Context: an optimization exercise on an open-source flow, tuned for small area, a short achievable clock period and few clock cycles. The choices shown serve that exercise and are no tape-out recipe. RTL that was checked went through simulation tests only; none was proved equivalent to the original. The series may have gaps, and a smaller design here may also do less where the tests do not look. Only the layout flow was run in runs 2 and 3; the RTL was not checked for function there.

--- flow/design.v: outline only ---
// module mem: 32 lines
// module dot8: 3931 lines
// module fa: 10 lines
// module accum: 145 lines
// module sreg: 8 lines
// module ctrl: 127 lines
// module mvm: 130 lines
// module mvm_top: 37 lines
module mvm_top (
    input  clk,
    input  rst,
    input  [63:0] i_vec_wdata,
    input  [2:0]  i_vec_waddr,
    input  i_vec_wen,
    input  [63:0] i_mat_wdata,
    input  [3:0]  i_mat_waddr,
    input  [1:0]  i_mat_wen,
    input  i_start,
    input  [2:0]  i_vec_start_addr,
    input  [3:0]  i_vec_num_words,
    input  [3:0]  i_mat_start_addr,
    input  [4:0]  i_mat_num_rows_per_olane,
    output o_busy,
    output [63:0] o_result,
    output o_valid
);
  // ...
==> flow/run.sh <==
#!/bin/bash
# synth_recipe.tcl (not shown) runs the flow's synth.tcl, then flattens the netlist and writes it again
# the make line also repeats each setting of config.mk as NAME=value (left out here)
make -C /OpenROAD-flow-scripts/flow DESIGN_CONFIG=/design/flow/config.mk WORK_HOME=/design/flow/orfs CLKGATE_MAP_FILE= SYNTH_SCRIPT=/design/flow/synth_recipe.tcl finish
==> flow/config.mk <==
export PLATFORM = sky130hd
export DESIGN_NAME = mvm_top
export DESIGN_NICKNAME = mvm_top
export VERILOG_FILES = /design/flow/design.v
export SDC_FILE = /design/flow/constraint.sdc
export NUM_CORES = 4
export LEC_CHECK = 0
export CAP_MARGIN = 0
export CORE_MARGIN = 2
export CORE_UTILIZATION = 40
export CTS_CLUSTER_DIAMETER = 100
export CTS_CLUSTER_SIZE = 24
export SETUP_SLACK_MARGIN = 2.9
export SLEW_MARGIN = 0
export SYNTH_HIERARCHICAL = 1
export SYNTH_MINIMUM_KEEP_SIZE = 0
==> flow/constraint.sdc <==
create_clock -name core_clock -period 5.3 [get_ports {clk}]
set_input_delay 1.0600 -clock core_clock [delete_from_list [all_inputs] [get_ports {clk}]]
set_output_delay 1.0600 -clock core_clock [all_outputs]
set_load 0.01 [all_outputs]
run_1/clock_map.png
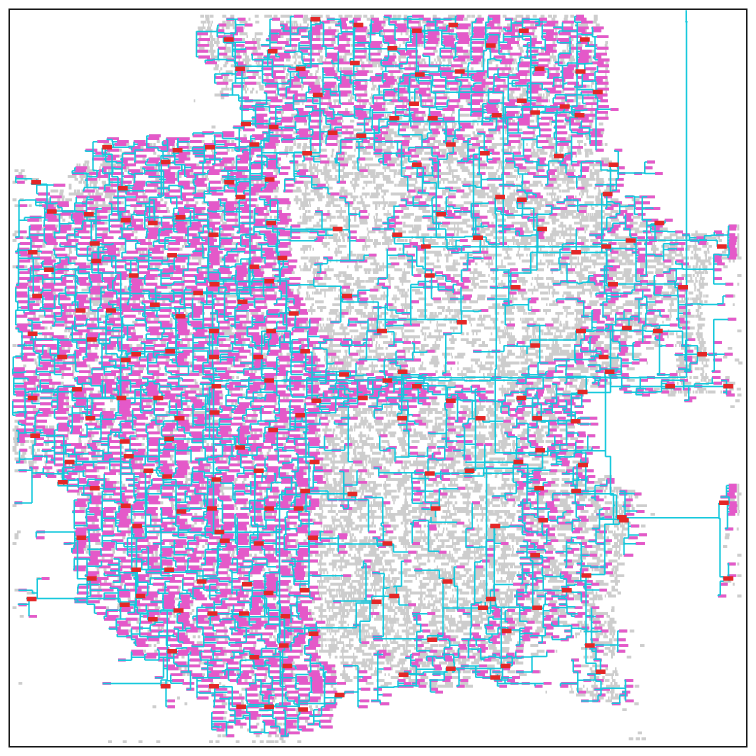
[flip-flops] magenta | count: 4390
[cells driving clock nets] red | count: 221
[clock wires] cyan | length: 47.7 mm
routed clock nets	222
flops lie	spread over the die

run_1/density.png
The bar under the picture is 200 um long. 34 x 34 tiles, from white (low) to dark blue (high), 0 to 100% covered.
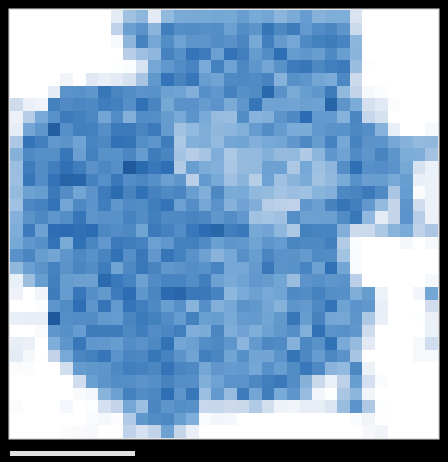
fullest tile	84%
densest ninth of the die	left middle
tiles over 75% full	1.7%

run_1/port_nets.png
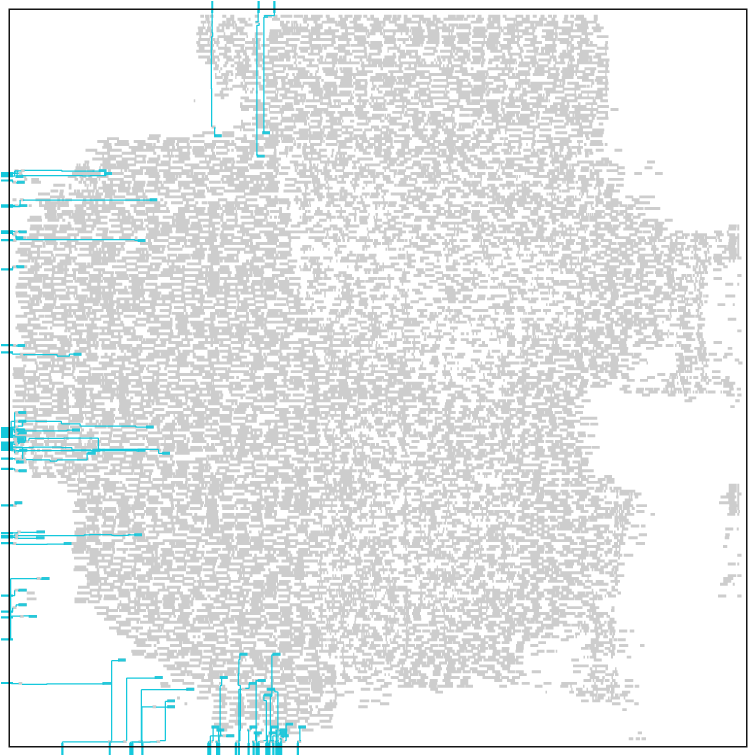
port	colour	direction	edge	end cells	buffers	wire
i_mat_wdata	cyan	input	37 left, 24 bottom, 3 top	64	64	3260 um

run_1/registers.png
Other sequential cells in the stronger grey, the rest of the logic in the fainter grey.
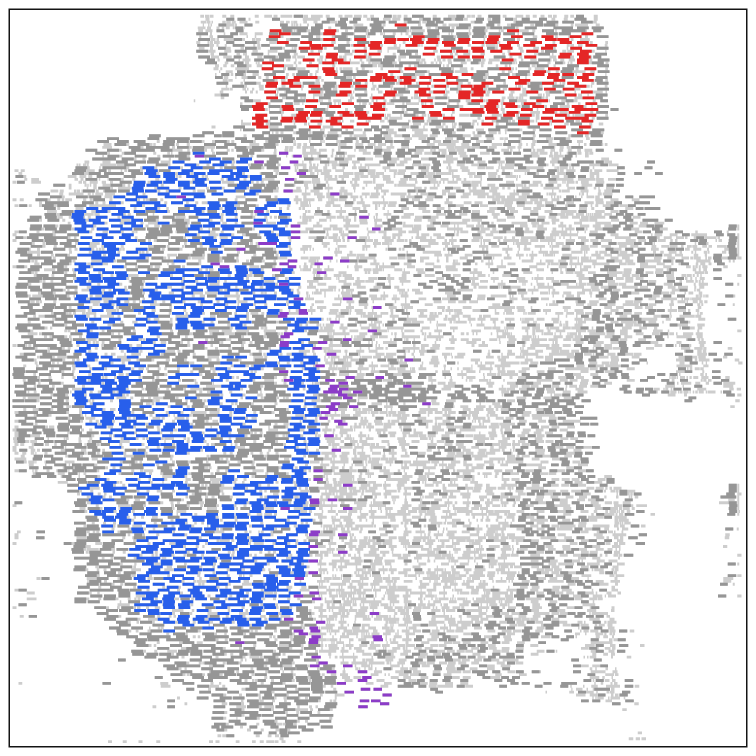
signal	colour	placed flops
u_mvm.lane.mat_memory.bank1	blue	1024
u_mvm.lane.dot_unit.wm0	purple	128
u_mvm.vec_memory.bank1	red	256

==> impl_results.md, run 1 <==
* I/O pin count at 223
* Slowest CP cell: nand4_1
* Largest net degree at the start of global routing at 85
* Cell Chain, Critical Path: buf_6 -> buf_16 -> a22oi_1 -> nand4_1
* Register Area at 0.115 sq mm
* Crit path time final at 2.66 ns
* Row Count at 250
* Share of cells above drive strength 1 at 14.2%
* Clock Root Buffer: clkbuf_16
* Most common cell after layout, fill and taps aside: edfxtp_1
* Reg2reg path depth at 4
* Synthesized netlist cell count at 11657
* Hold WS at 0.333 ns
* Hold path depth at 0
* Post-cts resize count at 1279
* Core area at 0.464 sq mm
* Die Wd at 687 um
* Crit start category: flip-flop
* Post-DP HPWL at 463000 um
* Num CTS Buffers at 221
* Worst Hold Class: flip-flop to flip-flop
* Fill count at 40997
* Cts hold-fix bufs at 0
* Avg Cell Area, Syn at 16.0 sq um
* DR WL/cell at 34.7 um
* Clk slew on worst S/H paths at 0.10 ns
* YS warnings at 17
* Clk Latency, worst-skew pair at 1.02 ns
* Setup TNS at 0 ns
* Setup-failing EPs final at 0
* Post-CTS setup buffers at 35
* Fmax at 376 MHz
* Starting DRT DRC Count at 14106
* GR Overflow Total at 0
* Total Wirelength at 635000 um
* Most frequent cells in the layout: edfxtp_1 (2592), fa_1 (1840), nand2_1 (1722)
* Setup CP Type: flip-flop to flip-flop
* Mapped cell area at 0.187 sq mm
* CTS tree: yes
* Nets at 14151
* Area Growth Syn to Fin at 9.50%
* Status: finished clean
* Slowest stage delay, CP at 0.97 ns
* Setup Skew at 0.0921 ns
* First-pass GRT wire length at 853000 um
* Die area at 0.472 sq mm
* Routability cong. at 1.04
* Final slew viol count at 0
* Clk buf depth at 4
* Cell area after layout at 0.204 sq mm
* Fin. Hold Viols at 0
* WP data required at 5.76 ns
* Relative slew slack at 7.27%
* GRT busiest layer: met2
* Met1 usage at 35.9%
* Max Cap Viol at 0
* Via/cell ratio at 5.75
* Crit Path Max Fanout at 17
* Slew @ Worst Pin at 1.39 ns
* Port Buf Inserts at 222
* R2R Setup Slk at 2.64 ns
* Pre-Repair DR Iteration Count at 6
* Critical path arrival at 3.12 ns
* # DRC at 0
* Initial antenna violation count at 105
* Period utilization at 50.2%
* Chip Height at 687 um
* Area taken by multi-input logic gates at 0.0687 sq mm
* H-Tree Depth at 4
* DP Area at 0.194 sq mm
* Met3 usage at 7.68%
* Grt met2 use at 38.7%
* CTS sink count at 4390
* Total Routing Usage GR at 26.3%
* ANT nets after route at 0
* Via Count at 105258
* Syn nets at 13943
* Vias in the first global route at 103793
* Crit end category: flip-flop
* Unrepaired setup endpoints after global routing: true
* Initial Utilization at 40.2%
Testbench counts for the RTL of run 1, summed over its fixed seeds: cycles 13,267.
-- run 1: layer usage --
layer / part of all wire, % / vias to the layer above
met3: 12 / 1279
met2: 43 / 6357
met5: 0.048 / -
met4: 5.8 / 46
li1: - / 41449
met1: 39 / 56127
-- run 1: critical path: cells and delay by family, from the launching register on --
kind / cells / cell delay, ns
AND/OR/NAND/NOR: 1 / 0.97
AO/OA/AOI/OAI: 1 / 0.20
buffers and inverters: 2 / 0.38
flip-flops: 1 / 0.54
-- run 1: through the flow --
| stage | instances | utilization (%) | worst slack (ns) |
|---|---|---|---|
| after floorplan | 11657 | - | 2.96 |
| after global placement | 17720 | 41.7 | 1.97 |
| after detailed placement | 17720 | 41.7 | 1.98 |
| after CTS | 18144 | 43.7 | 2.68 |
| after global routing | 18211 | 44.0 | 2.71 |
| final | 18292 | 44.0 | 2.64 |
-- run 1: layout make-up --
| type | instances | share of cell area [%] |
|---|---|---|
| antenna | 94 | 0.115 |
| clock buffer | 334 | 2.95 |
| clock inverter | 48 | 0.345 |
| inverter | 109 | 0.200 |
| multi-input combinational | 6633 | 33.6 |
| sequential | 4390 | 56.5 |
| tap | 6174 | 3.78 |
| timing repair buffer | 510 | 2.54 |
==> run 2, diff against run 1 <==
--- a/flow/design.v
+++ b/flow/design.v
@@ -34,7 +34,7 @@
     input  clk,
     input  [63:0] m0,
     input  [63:0] m1,
-    input  [63:0] v0,
+    input  [63:0] v0,        
     input  [63:0] v1,
     output [109:0] rows
 );
@@ -3487,12 +3487,12 @@
 logic rc_c17_0;
 logic rc_c18_0;
 logic rc_c18_1;
-logic [63:0] wm0, wm1, wv0, wv1;
+logic [63:0] wm0, wm1;
+wire  [63:0] wv0 = v0;
+wire  [63:0] wv1 = v1;
 always_ff @(posedge clk) begin
     wm0 <= m0;
     wm1 <= m1;
-    wv0 <= v0;
-    wv1 <= v1;
     ra_c0_0 <= s1697;
     ra_c0_1 <= s1699;
     ra_c1_0 <= s2145;
@@ -4333,8 +4333,10 @@
 logic [63:0] p_v0, p_v1;
 logic [NL-1:0][21:0] res;
 logic [NL-1:0][9:0]  sext;
-assign p_v0 = (psel ? vb1 : vb0) & {64{!mask0}};
-assign p_v1 = (psel ? vb0 : vb1) & {64{!mask1}};
+always_ff @(posedge clk) begin
+    p_v0 <= (psel ? vb1 : vb0) & {64{!mask0}};
+    p_v1 <= (psel ? vb0 : vb1) & {64{!mask1}};
+end
 genvar i;
 generate
     for (i = 0; i < NL; i++) begin : lane
--- a/flow/config.mk
+++ b/flow/config.mk
@@ -5,12 +5,12 @@
 export SDC_FILE = /design/flow/constraint.sdc
 export NUM_CORES = 4
 export LEC_CHECK = 0
-export CAP_MARGIN = 0
+export CAP_MARGIN = 20
 export CORE_MARGIN = 2
 export CORE_UTILIZATION = 40
 export CTS_CLUSTER_DIAMETER = 100
 export CTS_CLUSTER_SIZE = 24
 export SETUP_SLACK_MARGIN = 2.9
-export SLEW_MARGIN = 0
+export SLEW_MARGIN = 20
 export SYNTH_HIERARCHICAL = 1
 export SYNTH_MINIMUM_KEEP_SIZE = 0
run_2/final_worst_path.png
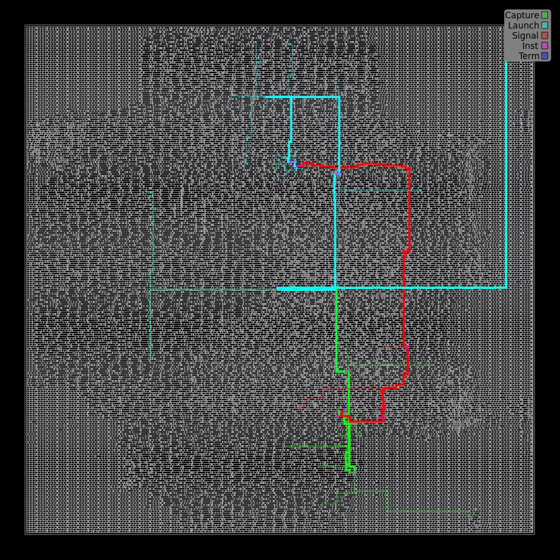
fin worst setup slack: 2.72 ns
crit path time final: 2.58 ns
fin cells: 18359
Post-Route Utilization: 44.8%
setup TNS: 0 ns

run_2/registers.png
Other sequential cells in the stronger grey, the rest of the logic in the fainter grey.
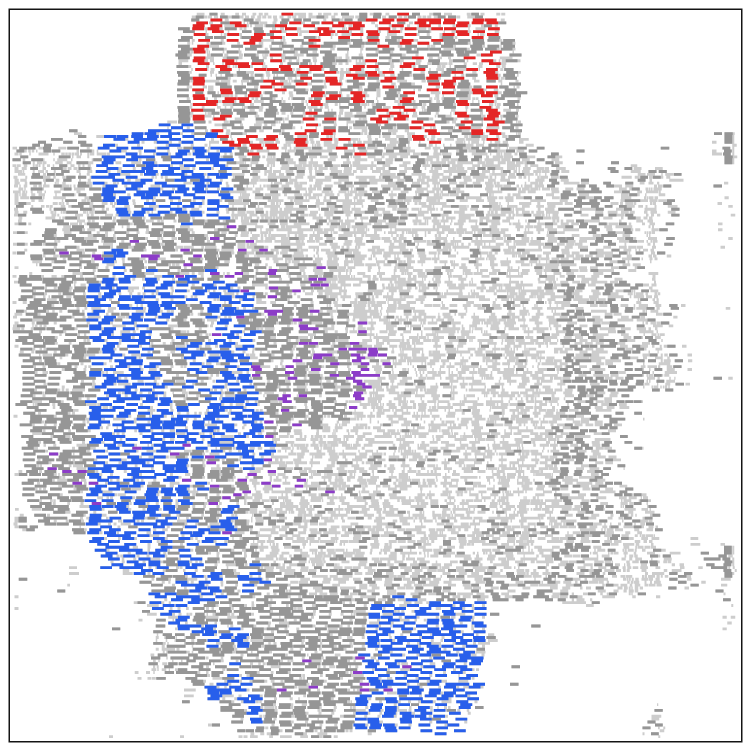
signal	colour	placed flops
u_mvm.vec_memory.bank1	red	256
u_mvm.lane.mat_memory.bank1	blue	1024
u_mvm.lane.dot_unit.wm0	purple	128
not coloured	2854

==> impl_results.md, run 2 <==
* Clock Root Buffer: clkbuf_16
* Fmax at 388 MHz (+3.1%)
* Setup-failing EPs final at 0 (unchanged)
* H-Tree Depth at 4 (unchanged)
* Most common cell after layout, fill and taps aside: edfxtp_1
* Slew @ Worst Pin at 1.17 ns (-0.221 ns)
* Starting DRT DRC Count at 15534 (+10%)
* Row Count at 249 (-0.40%)
* YS warnings at 17 (unchanged)
* Routability cong. at 1.01 (-3.0%)
* WP depth at 6 (+2)
* DP Area at 0.191 sq mm (-1.3%)
* Cell area after layout at 0.206 sq mm (+0.52%)
* Syn nets at 13815 (-0.92%)
* DR WL/cell at 35.7 um (+2.7%)
* Period utilization at 48.7% (-1.5 points)
* Post-DP HPWL at 435000 um (-6.1%)
* Cell Chain, Critical Path: buf_12 -> buf_12 -> nand2_1 -> fa_1 -> fa_2 -> fa_2
* Share of cells above drive strength 1 at 14.9% (+0.69 points)
* Max Cap Viol at 0 (unchanged)
* Nets at 14215 (+0.45%)
* Met3 usage at 9.37% (+1.7 points)
* Hold WS at 0.330 ns (-0.00252 ns)
* Total Routing Usage GR at 27.1% (+0.83 points)
* Clk Latency, worst-skew pair at 1.02 ns (about the same)
* ANT nets after route at 0 (unchanged)
* First-pass GRT wire length at 868000 um (+1.7%)
* Hold path depth at 0 (unchanged)
* Clk slew on worst S/H paths at 0.10 ns (about the same)
* Largest net degree at the start of global routing at 95 (+12%)
* Area Growth Syn to Fin at 11.6%
* WP data required at 6.12 ns (+0.36 ns)
* Slowest CP cell: fa_2
* Unrepaired setup endpoints after global routing: true
* Crit end category: flip-flop
* Most frequent cells in the layout: edfxtp_1 (2592), fa_1 (1809), nand2_1 (1680)
* Via Count at 107301 (+1.9%)
* Initial Utilization at 40.1% (-0.12 points)
* Delay-heaviest family, CP: adder cells
* CTS sink count at 4262 (-2.9%)
* GR Overflow Total at 0 (unchanged)
* Die Wd at 683 um (-0.68%)
* Num CTS Buffers at 215 (-2.7%)
* Vias in the first global route at 104620 (+0.80%)
* Setup WS pre-CTS at 2.12 ns (+0.141 ns)
* Status: finished clean
* Die area at 0.466 sq mm (-1.4%)
* # DRC at 0 (unchanged)
* Setup CP Type: flip-flop to flip-flop
* Pre-Repair DR Iteration Count at 5 (-1)
* CTS tree: yes
* R2R Setup Slk at 2.72 ns (+0.08 ns)
* Crit start category: flip-flop
* Crit Path Max Fanout at 5 (-12)
* Critical path arrival at 3.40 ns (+0.28 ns)
* Fin. Hold Viols at 0 (unchanged)
* Clk buf depth at 4 (unchanged)
* Core area at 0.459 sq mm (-1.1%)
* Chip Height at 683 um (-0.68%)
* Via/cell ratio at 5.84 (+1.6%)
* Total Wirelength at 655000 um (+3.1%)
* I/O pin count at 223 (unchanged)
* Relative slew slack at 22.0% (+15 points)
* Slowest stage delay, CP at 0.61 ns (-0.36 ns)
* Avg Cell Area, Syn at 16.0 sq um (-0.28%)
* Port Buf Inserts at 222 (unchanged)
* Setup Skew at 0.0933 ns (+0.00124 ns)
* Reg2reg path depth at 6 (+2)
* Met1 usage at 35.8% (about the same)
* GRT busiest layer: met2
* Grt met2 use at 39.3% (+0.63 points)
* Initial antenna violation count at 103 (-1.9%)
* Placed cell count at 17562 (-0.89%)
* Mapped cell area at 0.184 sq mm (-1.4%)
* Worst Hold Class: flip-flop to flip-flop
* Bufs and invs on worst path at 2 (unchanged)
* Synthesized netlist cell count at 11529 (-1.1%)
* Final slew viol count at 0 (unchanged)
[run 2: repair_timing]
item,CTS,global route
setup buffers,215,60
resized for setup,1184,435
hold buffers,0,0
endpoints found under the setup margin,742,358
cloned,6,18
pin swaps,133,334
[run 2: layout make-up]
class | count | area (sq um)
sequential | 4262 | 113000
multi-input combinational | 6633 | 68800
timing repair buffer | 708 | 9030
inverter | 109 | 409
clock inverter | 42 | 596
antenna | 114 | 285
clock buffer | 342 | 5950
fill | 40241 | 254000
tap | 6149 | 7690
[run 2: layer usage]
layer / vias to the layer above / wire length [um]
met1: 56411 / 242000
li1: 41466 / -
met2: 7725 / 278000
met4: 56 / 46500
met3: 1643 / 88900
met5: - / 416
==> run 3, diff against run 2 <==
--- a/flow/config.mk
+++ b/flow/config.mk
@@ -7,7 +7,7 @@
 export LEC_CHECK = 0
 export CAP_MARGIN = 20
 export CORE_MARGIN = 2
-export CORE_UTILIZATION = 40
+export CORE_UTILIZATION = 50
 export CTS_CLUSTER_DIAMETER = 100
 export CTS_CLUSTER_SIZE = 24
 export SETUP_SLACK_MARGIN = 2.9
run_3/density.png
The bar under the picture is 200 um long. 31 x 31 tiles, from white (low) to dark blue (high), 0 to 100% covered.
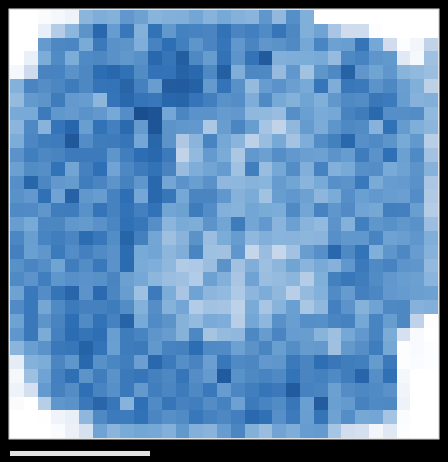
mean over tiles	54%
tiles over 75% full	5.5%
fullest tile	88%
nearly empty tiles	4.9%

run_3/port_nets.png
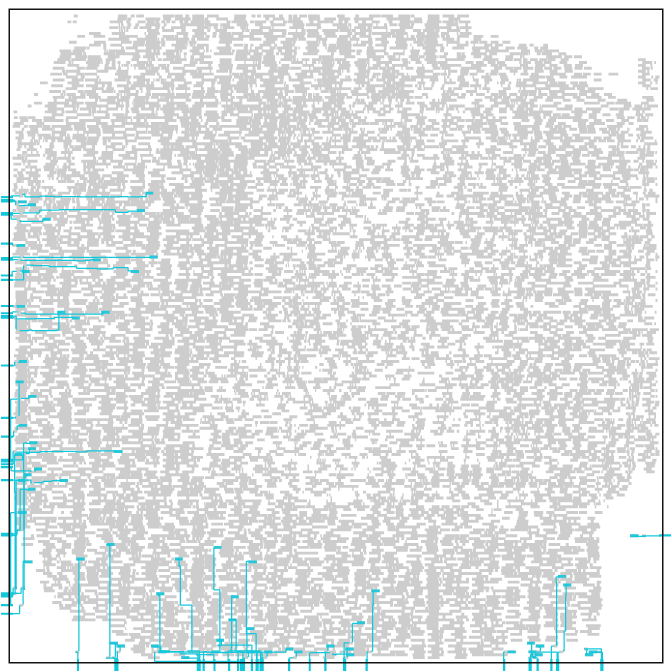
port	colour	direction	edge	end cells	buffers	wire
i_mat_wdata	cyan	input	34 bottom, 29 left, 1 right	64	64	3770 um

==> impl_results.md, run 3 <==
* Nets at 14382 (+1.2%)
* Slowest CP cell: nand4_1
* Most common cell after layout, fill and taps aside: edfxtp_1
* ANT nets after route at 0 (unchanged)
* Max Cap Viol at 0 (unchanged)
* Via Count at 109516 (+2.1%)
* Crit Path Max Fanout at 67 (+62)
* Clock Root Buffer: clkbuf_16
* Vias in the first global route at 106932 (+2.2%)
* Final slew viol count at 0 (unchanged)
* Post-Route Utilization at 56.6% (+12 points)
* Routability cong. at 1.05 (+3.9%)
* Setup CP Type: flip-flop to flip-flop
* Cell Chain, Critical Path: buf_12 -> a22oi_2 -> nand4_1
* Die Wd at 611 um (-10%)
* Setup Skew at 0.104 ns (+0.0106 ns)
* Period utilization at 51.2% (+2.6 points)
* DP Area at 0.189 sq mm (-0.87%)
* Total Routing Usage GR at 36.3% (+9.2 points)
* Clk Latency, worst-skew pair at 1.05 ns (+0.03 ns)
* Fill count at 28425 (-29%)
* Clk buf depth at 4 (unchanged)
* Setup WS pre-CTS at 1.80 ns (-0.320 ns)
* Fin worst setup slack at 2.58 ns (-0.137 ns)
* Hold path depth at 0 (unchanged)
* Synthesized netlist cell count at 11529 (unchanged)
* # DRC at 0 (unchanged)
* Port Buf Inserts at 222 (unchanged)
* Fmax at 368 MHz (-5.0%)
* Cts hold-fix bufs at 0 (unchanged)
* Slowest stage delay, CP at 0.92 ns (+0.31 ns)
* Setup TNS at 0 ns (unchanged)
* Relative slew slack at 20.4% (-1.6 points)
* Crit end category: flip-flop
* Fin. Hold Viols at 0 (unchanged)
* Setup-failing EPs final at 0 (unchanged)
* Share of cells above drive strength 1 at 18.4% (+3.5 points)
* Clk slew on worst S/H paths at 0.09 ns (about the same)
* Area Growth Syn to Fin at 12.4%
* Starting DRT DRC Count at 16964 (+9.2%)
* Total Wirelength at 702000 um (+7.2%)
* DR WL/cell at 40.7 um (+14%)
* Core area at 0.366 sq mm (-20%)
* Mapped cell area at 0.184 sq mm (unchanged)
* CTS tree: yes
* Hold WS at 0.323 ns (-0.00684 ns)
* Status: finished clean
* YS warnings at 17 (unchanged)
* Initial antenna violation count at 139 (+35%)
* Num CTS Buffers at 211 (-1.9%)
* Most frequent cells in the layout: edfxtp_1 (2592), nand2_1 (1666), fa_1 (1544)
* Avg Cell Area, Syn at 16.0 sq um (unchanged)
* Crit start category: flip-flop
* Row Count at 222 (-11%)
* GR Overflow Total at 0 (unchanged)
* CTS sink count at 4262 (unchanged)
* WP data required at 5.78 ns (-0.34 ns)
* Chip Height at 611 um (-10%)
* Die area at 0.373 sq mm (-20%)
* Initial Utilization at 50.3% (+10 points)
* Syn nets at 13815 (unchanged)
* Critical path arrival at 3.20 ns (-0.20 ns)
* First-pass GRT wire length at 912000 um (+5.1%)
* Worst Hold Class: flip-flop to flip-flop
* Reg2reg path depth at 3 (-3)
* H-Tree Depth at 4 (unchanged)
* Placed cell count at 16245 (-7.5%)
* Pre-Repair DR Iteration Count at 6 (+1)
* Via/cell ratio at 6.34 (+8.5%)
* R2R Setup Slk at 2.58 ns (-0.14 ns)
* Largest net degree at the start of global routing at 85 (-11%)
* Unrepaired setup endpoints after global routing: true
* Slew @ Worst Pin at 1.19 ns (+0.0217 ns)
* Post-DP HPWL at 469000 um (+7.9%)
* Cell area after layout at 0.207 sq mm (+0.74%)
* Fin cells at 17274 (-5.9%)
* Crit path time final at 2.72 ns (+0.137 ns)
* I/O pin count at 223 (unchanged)
[run 3: layer usage]
metal	track usage (%)	share of wire, %	wire, um
met4	17.4	6.3	44500
met1	50.5	37	261000
met5	0	0.027	193
met3	13.5	15	106000
met2	50.6	41	291000
[run 3: layout make-up]
cell class | count | area (sq um) | area share, %
tap | 4816 | 6030 | 2.91
clock buffer | 337 | 5860 | 2.83
clock inverter | 37 | 569 | 0.275
inverter | 109 | 414 | 0.200
sequential | 4262 | 113000 | 54.4
timing repair buffer | 878 | 11300 | 5.46
antenna | 201 | 503 | 0.243
multi-input combinational | 6634 | 69700 | 33.7
[run 3: worst max-delay path, delay by kind of cell, from the launching register on]
family | cells | cell delay, ns
AND/OR/NAND/NOR | 1 | 0.92
AO/OA/AOI/OAI | 1 | 0.31
flip-flops | 1 | 0.49
buffers and inverters | 1 | 0.21
[run 3: repair_timing]
action,in CTS,in global routing
setup endpoints to repair,772,426
gates cloned,25,24
buffers inserted,286,118
pin swaps,270,448
resized for setup,1387,588

-- what the ideal ports hide --
In the flow no input, the clock included, has a driving cell. The finished layouts below were timed again as built, in two steps. Step 1 assumes that a clkbuf_16 drives the clock port and a buf_2 every other input. Step 2 times the ports against the registers' clock, not the clock port: input delays grow and output delays shrink by t, the midpoint of the rising clock arrivals with the driver on. Three values: ideal ports, drivers, drivers and shift; two values: the first two.
run | t, ns | setup WS [ns] | worst setup path at the end | slew at the worst register clock pin (ns) | worst data-port slew with drivers (ns)
run 1 | 1.091 | 2.642 / 2.638 / 2.094 | input to register | 0.11 / 0.11 | 0.19
run 2 | 1.085 | 2.721 / 2.700 / 2.159 | input to register | 0.11 / 0.11 | 0.10
run 3 | 1.115 | 2.584 / 2.584 / 2.323 | input to register | 0.11 / 0.11 | 0.13
After both steps every run listed still meets setup and hold. For run 2, which loses most, drivers alone change the setup slack by -0.021 ns; drivers and shift together by -0.562 ns.
